Background: an optimization exercise with open tools, aiming at small area, a short achievable clock period and few clock cycles per item. Do not read the settings as production practice.
In this exercise RTL edits were held to simulation tests only and were not proved equivalent to the original.
No activity file was given, so power comes from the tool's default toggle rates.

## flow/design.v

```verilog
module rdmx_fifo #
(
    parameter FIFO_DEPTH  = 4,
    parameter TDATA_WIDTH = 16
)
(
    input                    clk,
    input                    resetn,
    input [TDATA_WIDTH-1:0]  s_axis_tdata,
    input                    s_axis_tvalid,
    output                   s_axis_tready,
    output [TDATA_WIDTH-1:0] m_axis_tdata,
    output                   m_axis_tvalid,
    input                    m_axis_tready
);
localparam PW = $clog2(FIFO_DEPTH);
reg [TDATA_WIDTH-1:0] mem[0:FIFO_DEPTH-1];
reg [PW:0] wr_ptr, rd_ptr;
wire empty = (wr_ptr == rd_ptr);
wire full  = (wr_ptr[PW-1:0] == rd_ptr[PW-1:0]) & (wr_ptr[PW] != rd_ptr[PW]);
assign s_axis_tready = resetn & ~full;
assign m_axis_tvalid = ~empty;
assign m_axis_tdata  = mem[rd_ptr[PW-1:0]];
always @(posedge clk) begin
    if (s_axis_tvalid & s_axis_tready) mem[wr_ptr[PW-1:0]] <= s_axis_tdata;
end
always @(posedge clk) begin
    if (resetn == 0) begin
        wr_ptr <= 0;
        rd_ptr <= 0;
    end else begin
        if (s_axis_tvalid & s_axis_tready) wr_ptr <= wr_ptr + 1;
        if (m_axis_tvalid & m_axis_tready) rd_ptr <= rd_ptr + 1;
    end
end
endmodule
module rdmx_xmit_fe # 
(
    parameter DATA_WBITS = 512,
    parameter ADDR_WBITS = 64
) 
(
    input clk, resetn,
    input[ADDR_WBITS-1:0]                   S_AXI_AWADDR,
    input                                   S_AXI_AWVALID,
    input[3:0]                              S_AXI_AWID,
    input[7:0]                              S_AXI_AWLEN,
    input[2:0]                              S_AXI_AWSIZE,
    input[1:0]                              S_AXI_AWBURST,
    input                                   S_AXI_AWLOCK,
    input[3:0]                              S_AXI_AWCACHE,
    input[3:0]                              S_AXI_AWQOS,
    input[2:0]                              S_AXI_AWPROT,
    output                                                  S_AXI_AWREADY,
    input[DATA_WBITS-1:0]                   S_AXI_WDATA,
    input[DATA_WBITS/8-1:0]                 S_AXI_WSTRB,
    input                                   S_AXI_WVALID,
    input                                   S_AXI_WLAST,
    output                                                  S_AXI_WREADY,
    output[1:0]                                             S_AXI_BRESP,
    output                                                  S_AXI_BVALID,
    input                                   S_AXI_BREADY,
    output [15:0]           AXIS_PLEN_TDATA,
    output                  AXIS_PLEN_TVALID,
    input                   AXIS_PLEN_TREADY,
    output [ADDR_WBITS-1:0] AXIS_ADDR_TDATA,
    output                  AXIS_ADDR_TVALID,
    input                   AXIS_ADDR_TREADY,
    output [DATA_WBITS-1:0] AXIS_DATA_TDATA,
    output                  AXIS_DATA_TLAST,
    output                  AXIS_DATA_TVALID,
    input                   AXIS_DATA_TREADY
);
reg[7:0] data_byte_count;
integer n;
always @*
begin
    data_byte_count = 0;  
    for (n=0;n<(DATA_WBITS/8);n=n+1) begin   
        data_byte_count = data_byte_count + S_AXI_WSTRB[n];
    end
end
reg[15:0] packet_size;
always @(posedge clk) begin
    if (resetn == 0) begin
        packet_size <= 0;
    end else if (S_AXI_WVALID & S_AXI_WREADY) begin
        if (S_AXI_WLAST == 0)
            packet_size <= packet_size + data_byte_count;
        else 
            packet_size <= 0;
    end
end
assign AXIS_ADDR_TDATA  = S_AXI_AWADDR;
assign AXIS_ADDR_TVALID = S_AXI_AWVALID;
assign S_AXI_AWREADY    = AXIS_ADDR_TREADY;
assign AXIS_DATA_TDATA  = S_AXI_WDATA;
assign AXIS_DATA_TLAST  = S_AXI_WLAST;
assign AXIS_DATA_TVALID = S_AXI_WVALID;
assign S_AXI_WREADY     = AXIS_DATA_TREADY;
assign AXIS_PLEN_TDATA  = packet_size + data_byte_count;
assign AXIS_PLEN_TVALID = AXIS_DATA_TVALID & AXIS_DATA_TREADY & AXIS_DATA_TLAST;
reg[63:0] transactions_rcvd, transactions_resp;
always @(posedge clk) begin
    if (resetn == 0)
        transactions_rcvd <= 0;
    else if (S_AXI_WVALID & S_AXI_WREADY & S_AXI_WLAST)
        transactions_rcvd <= transactions_rcvd + 1;
end
assign S_AXI_BRESP = 0;
assign S_AXI_BVALID = (resetn == 1 && transactions_resp < transactions_rcvd);
always @(posedge clk) begin
    if (resetn == 0) 
        transactions_resp <= 0;
    else if (S_AXI_BVALID & S_AXI_BREADY)
        transactions_resp <= transactions_resp + 1;
end
endmodule
module rdmx_xmit_be # 
(
    parameter FIFO_CLOCK_MODE = "common_clock",
    parameter DATA_WBITS = 512,
    parameter ADDR_WBITS = 64,
    parameter[ 7:0] SRC_MAC = 2,    
    parameter[ 7:0] SRC_IP0 = 10,
    parameter[ 7:0] SRC_IP1 = 1,
    parameter[ 7:0] SRC_IP2 = 1,
    parameter[ 7:0] SRC_IP3 = 2,
    parameter[ 7:0] DST_IP0 = 10,
    parameter[ 7:0] DST_IP1 = 1,
    parameter[ 7:0] DST_IP2 = 1,
    parameter[ 7:0] DST_IP3 = 255,
    parameter[15:0] SOURCE_PORT = 1000,
    parameter[15:0] REMOTE_SERVER_PORT = 32002,
    parameter MAX_PACKET_COUNT = 4,
    parameter DATA_FIFO_DEPTH = 4
) 
(
    input src_clk,
    input src_resetn,
    input dst_clk,
    input  [15:0]           AXIS_PLEN_TDATA,
    input                   AXIS_PLEN_TVALID,
    output                  AXIS_PLEN_TREADY,
    input  [ADDR_WBITS-1:0] AXIS_ADDR_TDATA,
    input                   AXIS_ADDR_TVALID,
    output                  AXIS_ADDR_TREADY,
    input  [DATA_WBITS-1:0] AXIS_DATA_TDATA,
    input                   AXIS_DATA_TLAST,
    input                   AXIS_DATA_TVALID,
    output                  AXIS_DATA_TREADY,
    output [DATA_WBITS-1:0]   AXIS_TX_TDATA,
    output [DATA_WBITS/8-1:0] AXIS_TX_TKEEP,
    output                    AXIS_TX_TLAST,
    output                    AXIS_TX_TVALID,
    input                     AXIS_TX_TREADY,
    output packet_data_fifo_full
);
localparam REMAINDER_MASK = (1 << $clog2(DATA_WBITS/8)) - 1;
wire dst_resetn;
reg[3:0] dst_reset_sync;
always @(posedge dst_clk) begin
    if (src_resetn == 0)
        dst_reset_sync <= 0;
    else
        dst_reset_sync <= {dst_reset_sync[2:0], 1'b1};
end
assign dst_resetn = src_resetn & dst_reset_sync[3];
wire[DATA_WBITS-1:0]   fpdout_tdata;
wire                   fpdout_tvalid;
wire                   fpdout_tlast;
wire                   fpdout_tready;
reg [15:0] fplout_tdata_latched;
wire[15:0] fplout_tdata;
wire       fplout_tvalid;
wire       fplout_tready;
wire[15:0] payload_length = (fplout_tvalid & fplout_tready) ? fplout_tdata : fplout_tdata_latched;
reg [ADDR_WBITS-1:0] ftaout_tdata_latched;
wire[ADDR_WBITS-1:0] ftaout_tdata;
wire                 ftaout_tvalid;
reg                  ftaout_tready;
localparam IP_HDR_LEN = 20;
localparam UDP_HDR_LEN = 8;
localparam RDMX_HDR_LEN = 22;
reg[1:0] fsm_state;
localparam[47:0] eth_dst_mac    = {48'hFFFFFFFFFFFF};
localparam[47:0] eth_src_mac    = {40'hC400AD0000, SRC_MAC};
localparam[15:0] eth_frame_type = 16'h0800;
localparam[15:0] ip4_ver_dsf    = 16'h4500;
localparam[15:0] ip4_id         = 16'hDEAD;
localparam[15:0] ip4_flags      = 16'h4000;
localparam[15:0] ip4_ttl_prot   = 16'h4011;
localparam[15:0] ip4_srcip_h    = {SRC_IP0, SRC_IP1};
localparam[15:0] ip4_srcip_l    = {SRC_IP2, SRC_IP3};
localparam[15:0] ip4_dstip_h    = {DST_IP0, DST_IP1};
localparam[15:0] ip4_dstip_l    = {DST_IP2, DST_IP3};
localparam[15:0] udp_src_port   = SOURCE_PORT;
localparam[15:0] udp_dst_port   = REMOTE_SERVER_PORT;
localparam[15:0] udp_checksum   = 0;
localparam[15:0] rdmx_magic = 16'h0122;
localparam[12*8-1:0] rdmx_reserved   = 0;
wire[15:0]       ip4_length     = IP_HDR_LEN + UDP_HDR_LEN + RDMX_HDR_LEN + payload_length;
wire[15:0]       udp_length     =              UDP_HDR_LEN + RDMX_HDR_LEN + payload_length;
wire[31:0] ip4_cs32 = ip4_ver_dsf
                    + ip4_id
                    + ip4_flags
                    + ip4_ttl_prot
                    + ip4_srcip_h
                    + ip4_srcip_l
                    + ip4_dstip_h
                    + ip4_dstip_l
                    + ip4_length;
wire[15:0] ip4_checksum = ~(ip4_cs32[15:0] + ip4_cs32[31:16]);
wire[ADDR_WBITS-1:0] rdmx_target_addr = (ftaout_tready & ftaout_tvalid) ?
                                        ftaout_tdata : ftaout_tdata_latched;
wire[DATA_WBITS-1:0] pkt_header =
{
    eth_dst_mac,
    eth_src_mac,
    eth_frame_type,
    ip4_ver_dsf,
    ip4_length,
    ip4_id,
    ip4_flags,
    ip4_ttl_prot,
    ip4_checksum,
    ip4_srcip_h,
    ip4_srcip_l,
    ip4_dstip_h,
    ip4_dstip_l,
    udp_src_port,
    udp_dst_port,
    udp_length,
    udp_checksum,
    rdmx_magic,
    rdmx_target_addr,
    rdmx_reserved
};
wire[DATA_WBITS-1:0] pkt_header_le;
genvar i;
for (i=0; i<(DATA_WBITS/8); i=i+1) begin
    assign pkt_header_le[i*8 +:8] = pkt_header[(DATA_WBITS/8-1-i)*8 +:8];
end 
wire[ 7:0] extra_bytes  = (payload_length & REMAINDER_MASK);
assign AXIS_TX_TDATA = (fsm_state == 1) ? pkt_header_le
                     : (fsm_state == 2) ? fpdout_tdata
                     : 0;
assign AXIS_TX_TLAST = (fsm_state == 2 & fpdout_tlast);
assign AXIS_TX_TKEEP = (AXIS_TX_TLAST & (extra_bytes != 0)) ? (1 << extra_bytes)-1 : -1;
assign AXIS_TX_TVALID = (fsm_state == 1) ? (fplout_tvalid & fplout_tready)
                      : (fsm_state == 2) ? fpdout_tvalid
                      : 0;
assign fpdout_tready  = (fsm_state == 2 & AXIS_TX_TREADY);
assign packet_data_fifo_full = AXIS_DATA_TVALID & ~AXIS_DATA_TREADY;
assign fplout_tready = (dst_resetn == 1 & fsm_state == 1 & AXIS_TX_TREADY);
always @(posedge dst_clk) begin
    if (dst_resetn == 0) begin
        ftaout_tready  <= 0;
        fsm_state      <= 0;
    end else case(fsm_state) 
        0:  begin
                ftaout_tready <= 1;
                fsm_state     <= 1;
            end
        1:  begin
                if (ftaout_tready & ftaout_tvalid) begin
                    ftaout_tdata_latched <= ftaout_tdata;
                    ftaout_tready        <= 0;                     
                end
                if (fplout_tready & fplout_tvalid) begin
                    fplout_tdata_latched <= fplout_tdata;
                    fsm_state            <= 2;
                end
            end
        2:  if (fpdout_tvalid & fpdout_tready & fpdout_tlast) begin
                ftaout_tready <= 1;
                fsm_state     <= 1;
            end
    endcase
end
rdmx_fifo #
(
   .FIFO_DEPTH      (DATA_FIFO_DEPTH),
   .TDATA_WIDTH     (DATA_WBITS + 1)
)
packet_data_fifo
(
   .clk      (src_clk   ),
   .resetn   (src_resetn),
   .s_axis_tdata ({AXIS_DATA_TLAST, AXIS_DATA_TDATA}),
   .s_axis_tvalid(AXIS_DATA_TVALID),
   .s_axis_tready(AXIS_DATA_TREADY),
   .m_axis_tdata ({fpdout_tlast, fpdout_tdata}),
   .m_axis_tvalid(fpdout_tvalid),
   .m_axis_tready(fpdout_tready)
);
rdmx_fifo #
(
   .FIFO_DEPTH      (MAX_PACKET_COUNT),
   .TDATA_WIDTH     (16)
)
packet_length_fifo
(
   .clk      (src_clk   ),
   .resetn   (src_resetn),
   .s_axis_tdata (AXIS_PLEN_TDATA ),
   .s_axis_tvalid(AXIS_PLEN_TVALID),
   .s_axis_tready(AXIS_PLEN_TREADY),
   .m_axis_tdata (fplout_tdata ),
   .m_axis_tvalid(fplout_tvalid),
   .m_axis_tready(fplout_tready)
);
rdmx_fifo #
(
   .FIFO_DEPTH      (MAX_PACKET_COUNT),
   .TDATA_WIDTH     (ADDR_WBITS)
)
rdmx_addr_fifo
(
   .clk      (src_clk   ),
   .resetn   (src_resetn),
   .s_axis_tdata (AXIS_ADDR_TDATA ),
   .s_axis_tvalid(AXIS_ADDR_TVALID),
   .s_axis_tready(AXIS_ADDR_TREADY),
   .m_axis_tdata (ftaout_tdata ),
   .m_axis_tvalid(ftaout_tvalid),
   .m_axis_tready(ftaout_tready)
);
endmodule
module rdmx_xmit #
(
    parameter DATA_WBITS = 512,
    parameter ADDR_WBITS = 64,
    parameter FIFO_CLOCK_MODE = "common_clock",
    parameter[ 7:0] SRC_MAC = 2,    
    parameter[ 7:0] SRC_IP0 = 10,
    parameter[ 7:0] SRC_IP1 = 1,
    parameter[ 7:0] SRC_IP2 = 1,
    parameter[ 7:0] SRC_IP3 = 2,
    parameter[ 7:0] DST_IP0 = 10,
    parameter[ 7:0] DST_IP1 = 1,
    parameter[ 7:0] DST_IP2 = 1,
    parameter[ 7:0] DST_IP3 = 255,
    parameter[15:0] SOURCE_PORT = 1000,
    parameter[15:0] REMOTE_SERVER_PORT = 32002,
    parameter MAX_PACKET_COUNT = 4,
    parameter DATA_FIFO_DEPTH = 4
) 
(
    input src_clk,
    input src_resetn,
    input[ADDR_WBITS-1:0]                   S_AXI_AWADDR,
    input                                   S_AXI_AWVALID,
    input[3:0]                              S_AXI_AWID,
    input[7:0]                              S_AXI_AWLEN,
    input[2:0]                              S_AXI_AWSIZE,
    input[1:0]                              S_AXI_AWBURST,
    input                                   S_AXI_AWLOCK,
    input[3:0]                              S_AXI_AWCACHE,
    input[3:0]                              S_AXI_AWQOS,
    input[2:0]                              S_AXI_AWPROT,
    output                                                  S_AXI_AWREADY,
    input[DATA_WBITS-1:0]                   S_AXI_WDATA,
    input[DATA_WBITS/8-1:0]                 S_AXI_WSTRB,
    input                                   S_AXI_WVALID,
    input                                   S_AXI_WLAST,
    output                                                  S_AXI_WREADY,
    output[1:0]                                             S_AXI_BRESP,
    output                                                  S_AXI_BVALID,
    input                                   S_AXI_BREADY,
    output [DATA_WBITS-1:0]   AXIS_TX_TDATA,
    output [DATA_WBITS/8-1:0] AXIS_TX_TKEEP,
    output                    AXIS_TX_TLAST,
    output                    AXIS_TX_TVALID,
    input                     AXIS_TX_TREADY,
    output packet_data_fifo_full
);
wire [15:0]           AXIS_PLEN_TDATA;
wire                  AXIS_PLEN_TVALID;
wire                  AXIS_PLEN_TREADY;
wire [ADDR_WBITS-1:0] AXIS_ADDR_TDATA;
wire                  AXIS_ADDR_TVALID;
wire                  AXIS_ADDR_TREADY;
wire [DATA_WBITS-1:0] AXIS_DATA_TDATA;
wire                  AXIS_DATA_TLAST;
wire                  AXIS_DATA_TVALID;
wire                  AXIS_DATA_TREADY;
rdmx_xmit_fe #
(
    .DATA_WBITS(DATA_WBITS),
    .ADDR_WBITS(ADDR_WBITS)
)
front_end
(
    .clk    (src_clk),
    .resetn (src_resetn),
    .S_AXI_AWADDR   (S_AXI_AWADDR ),                  
    .S_AXI_AWVALID  (S_AXI_AWVALID),   
    .S_AXI_AWID     (S_AXI_AWID   ),
    .S_AXI_AWLEN    (S_AXI_AWLEN  ),   
    .S_AXI_AWSIZE   (S_AXI_AWSIZE ), 
    .S_AXI_AWBURST  (S_AXI_AWBURST),
    .S_AXI_AWLOCK   (S_AXI_AWLOCK ),       
    .S_AXI_AWCACHE  (S_AXI_AWCACHE),         
    .S_AXI_AWQOS    (S_AXI_AWQOS  ),       
    .S_AXI_AWPROT   (S_AXI_AWPROT ),
    .S_AXI_AWREADY  (S_AXI_AWREADY),
    .S_AXI_WDATA    (S_AXI_WDATA  ),
    .S_AXI_WSTRB    (S_AXI_WSTRB  ),
    .S_AXI_WVALID   (S_AXI_WVALID ),
    .S_AXI_WLAST    (S_AXI_WLAST  ),
    .S_AXI_WREADY   (S_AXI_WREADY ),
    .S_AXI_BRESP    (S_AXI_BRESP  ),
    .S_AXI_BVALID   (S_AXI_BVALID ),
    .S_AXI_BREADY   (S_AXI_BREADY ),
    .AXIS_PLEN_TDATA    (AXIS_PLEN_TDATA ),
    .AXIS_PLEN_TVALID   (AXIS_PLEN_TVALID),
    .AXIS_PLEN_TREADY   (AXIS_PLEN_TREADY),
    .AXIS_ADDR_TDATA    (AXIS_ADDR_TDATA ),
    .AXIS_ADDR_TVALID   (AXIS_ADDR_TVALID),
    .AXIS_ADDR_TREADY   (AXIS_ADDR_TREADY),
    .AXIS_DATA_TDATA    (AXIS_DATA_TDATA ),
    .AXIS_DATA_TLAST    (AXIS_DATA_TLAST ),
    .AXIS_DATA_TVALID   (AXIS_DATA_TVALID),
    .AXIS_DATA_TREADY   (AXIS_DATA_TREADY)
);
rdmx_xmit_be #
(
    .DATA_WBITS          (DATA_WBITS        ),
    .ADDR_WBITS          (ADDR_WBITS        ),
    .FIFO_CLOCK_MODE     (FIFO_CLOCK_MODE   ),
    .SRC_MAC             (SRC_MAC           ),
    .SRC_IP0             (SRC_IP0           ),
    .SRC_IP1             (SRC_IP1           ),
    .SRC_IP2             (SRC_IP2           ),
    .SRC_IP3             (SRC_IP3           ),
    .DST_IP0             (DST_IP0           ),
    .DST_IP1             (DST_IP1           ),
    .DST_IP2             (DST_IP2           ),
    .DST_IP3             (DST_IP3           ),
    .SOURCE_PORT         (SOURCE_PORT       ),
    .REMOTE_SERVER_PORT  (REMOTE_SERVER_PORT),
    .MAX_PACKET_COUNT    (MAX_PACKET_COUNT  ),
    .DATA_FIFO_DEPTH     (DATA_FIFO_DEPTH   )
)
back_end
(
    .src_clk            (src_clk),
    .src_resetn         (src_resetn),
    .dst_clk            (src_clk),
    .AXIS_PLEN_TDATA    (AXIS_PLEN_TDATA ),
    .AXIS_PLEN_TVALID   (AXIS_PLEN_TVALID),
    .AXIS_PLEN_TREADY   (AXIS_PLEN_TREADY),
    .AXIS_ADDR_TDATA    (AXIS_ADDR_TDATA ),
    .AXIS_ADDR_TVALID   (AXIS_ADDR_TVALID),
    .AXIS_ADDR_TREADY   (AXIS_ADDR_TREADY),
    .AXIS_DATA_TDATA    (AXIS_DATA_TDATA ),
    .AXIS_DATA_TLAST    (AXIS_DATA_TLAST ),
    .AXIS_DATA_TVALID   (AXIS_DATA_TVALID),
    .AXIS_DATA_TREADY   (AXIS_DATA_TREADY),
    .AXIS_TX_TDATA      (AXIS_TX_TDATA   ),
    .AXIS_TX_TKEEP      (AXIS_TX_TKEEP   ),
    .AXIS_TX_TLAST      (AXIS_TX_TLAST   ),
    .AXIS_TX_TVALID     (AXIS_TX_TVALID  ),
    .AXIS_TX_TREADY     (AXIS_TX_TREADY  ),
    .packet_data_fifo_full(packet_data_fifo_full)
);
endmodule
```

## flow/run.sh

```bash
#!/bin/bash
# synth_recipe.tcl (not shown) runs the flow's synth.tcl, then flattens the netlist and writes it again
# the make line also repeats each setting of config.mk as NAME=value (left out here)
make -C /OpenROAD-flow-scripts/flow DESIGN_CONFIG=/design/flow/config.mk WORK_HOME=/design/flow/orfs CLKGATE_MAP_FILE= SYNTH_SCRIPT=/design/flow/synth_recipe.tcl finish
```

## flow/config.mk

```make
export PLATFORM = sky130hd
export DESIGN_NAME = rdmx_xmit
export DESIGN_NICKNAME = rdmx_xmit
export VERILOG_FILES = /design/flow/design.v
export SDC_FILE = /design/flow/constraint.sdc
export NUM_CORES = 4
export LEC_CHECK = 0
export CAP_MARGIN = 20
export CORE_AREA = 5 5 795 795
export DIE_AREA = 0 0 800 800
export PLACE_DENSITY = 0.5
export SETUP_SLACK_MARGIN = 0.5
export SLEW_MARGIN = 20
```

## flow/constraint.sdc

```tcl
create_clock -name core_clock -period 10.0 [get_ports {src_clk}]
set_input_delay 2.0000 -clock core_clock [delete_from_list [all_inputs] [get_ports {src_clk}]]
set_output_delay 2.0000 -clock core_clock [all_outputs]
set_load 0.01 [all_outputs]
```

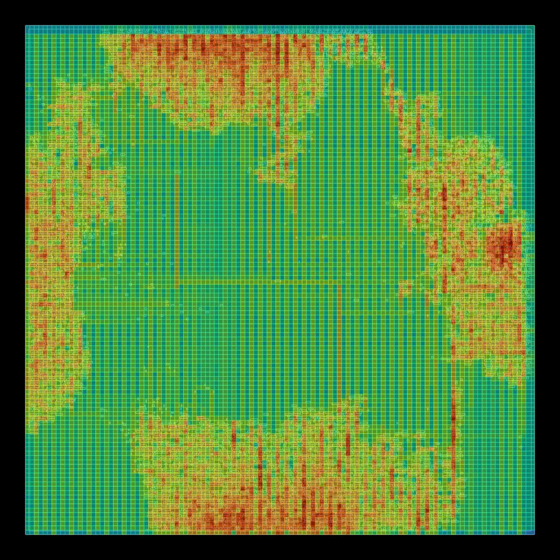
**Above:** routing congestion map.
met1 usage: 0.124
WL per Instance: 22.9 um
Post-Route Utilization: 0.226

==> impl_metrics.toml <==
[worst_setup_path]
cp_num_cells = 21
crit_end = "AXIS_TX_TDATA[206]"
crit_fanout = 12
cp.required_ns = 8.00
crit_slowest_cell = "clkdlybuf4s50_1"
critPathKind = "in -> out"

[detailed_routing]
dr.pass1.iters = 8
met2_length_mm = 193
postRouteAntennaNets = 0
drc_errors = 0
wl_met1_mm = 139
wl_met3_mm = 24.7

[global_routing]
antenna_found_initial = 169
track_usage = 0.110
groute.layer.met3.usage = 0.0306
overflow = 0
grt_first_pass_wirelength_mm = 502

[final_layout]
final_nets = 8228
final_cell_mix = "edfxtp_1 (2,452), clkdlybuf4s50_1 (1,220), mux4_2 (593)"
multi_input_cells = 2819
n_clock_buffer = 379
final_cells = 16000

[die]
fp.dieW_um = 800
placementRows = 290
taps = 8322
die_h_um = 800

[sta]
finalSetupTns_ns = 0
rsz0062_at_grt = "false"
max_freq_mhz = 107
timing.hold.ws_ns = 0.427

[min_path]
hold_end = "back_end.dst_reset_sync[1]$_SDFF_PN0_"

[pwr]
power_frac_seq = 0.446
ir_drop_mv = 0.740
switching_share = 0.262
finalPower_uw = 29000
p_comb_uw = 5310
p_leak_uw = 0.0440
p_int_uw = 21400

[synth]
synth_ff_type = "edfxtp_1"
synth_adder_area_share = 0.0239
synth_common_cells = "edfxtp_1 (2,452), mux4_2 (593), nand2_1 (444)"
synth_area_um2 = 107000
synth_top_family_by_area = "multiplexers"
syn_inst = 5932
seq_area_frac_synth = 0.719

[status]
status = "no timing/DRC/antenna violations"

[placement]
place_hpwl_mm = 261
portBuffers = 1227
globalplace.congestion = 0.826

[clocking]
clock_path_buffers = 4
cts_tree = "built"
Testbench counts, summed over its fixed seeds: cycles 5,918, packets 1,600.
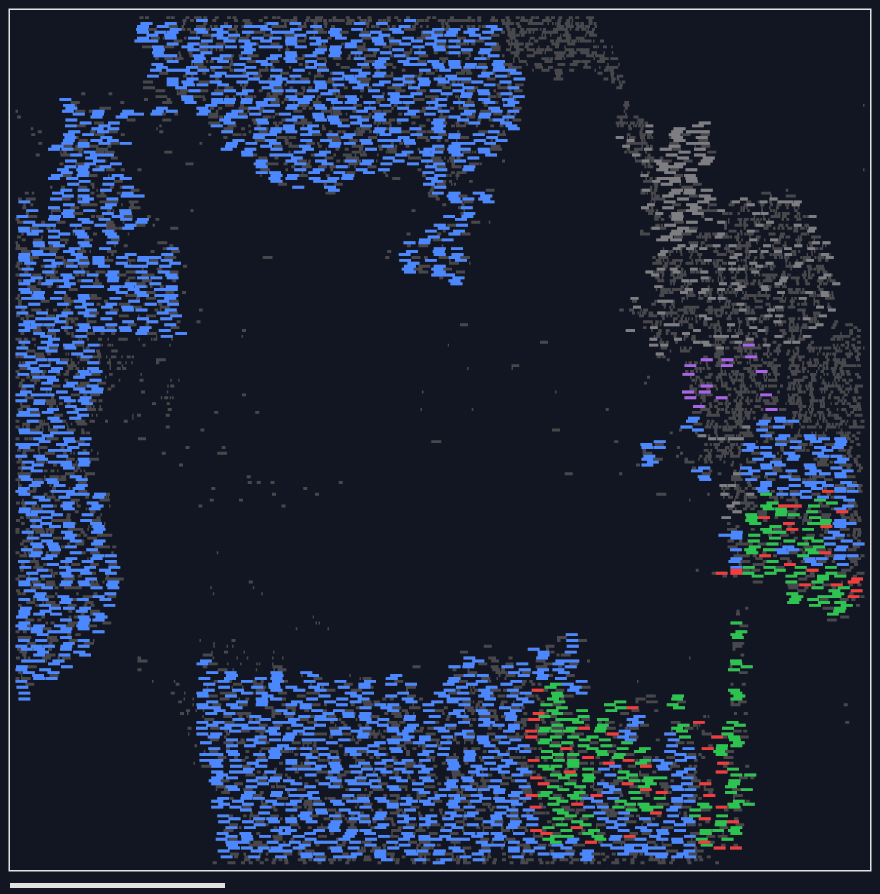
**Above:** sequential cells grouped by signal name.
Scale bar: 200 um. Other sequential cells in the stronger gray, the rest of the logic in the fainter gray.
back_end.packet_data_fifo.mem -> blue  # flops 2,052, where widely spread
back_end.rdmx_addr_fifo.mem -> green  # flops 256, where lower right
back_end.fplout_tdata_latched -> purple  # flops 16, where middle right
back_end.ftaout_tdata_latched -> red  # flops 64, where lower right
not colored = 239
Seq. pwr: 12,900 uW
Seq area share: 0.548
Reg area: 77,100 um^2

[re-timing with driven ports]
Ports are ideal in the flow. The routed layout listed here was re-timed in OpenROAD.
Step 1 assumes that a clkbuf_16 drives the clock port and a buf_2 every other input.
Step 2 times the ports against the registers' clock, not the clock port: input delays grow and output delays shrink by t, the midpoint of the rising clock arrivals with the driver on.
Three values: no drivers, after step 1, after step 2; two values: the first two.
t (ns): 1.038
slack for setup (ns): 0.696 / 0.610 / -0.110
latest minus earliest clock arrival (ns): 0.144 / 0.143
slew at the worst register clock pin (ns): 0.07 / 0.07
worst slew at a driven data input, ns: 0.35
Met with ideal ports but missed after step 2: setup timing in this run. The setup slack of this run moves by -0.086 ns with the drivers and by -0.806 ns with both steps.
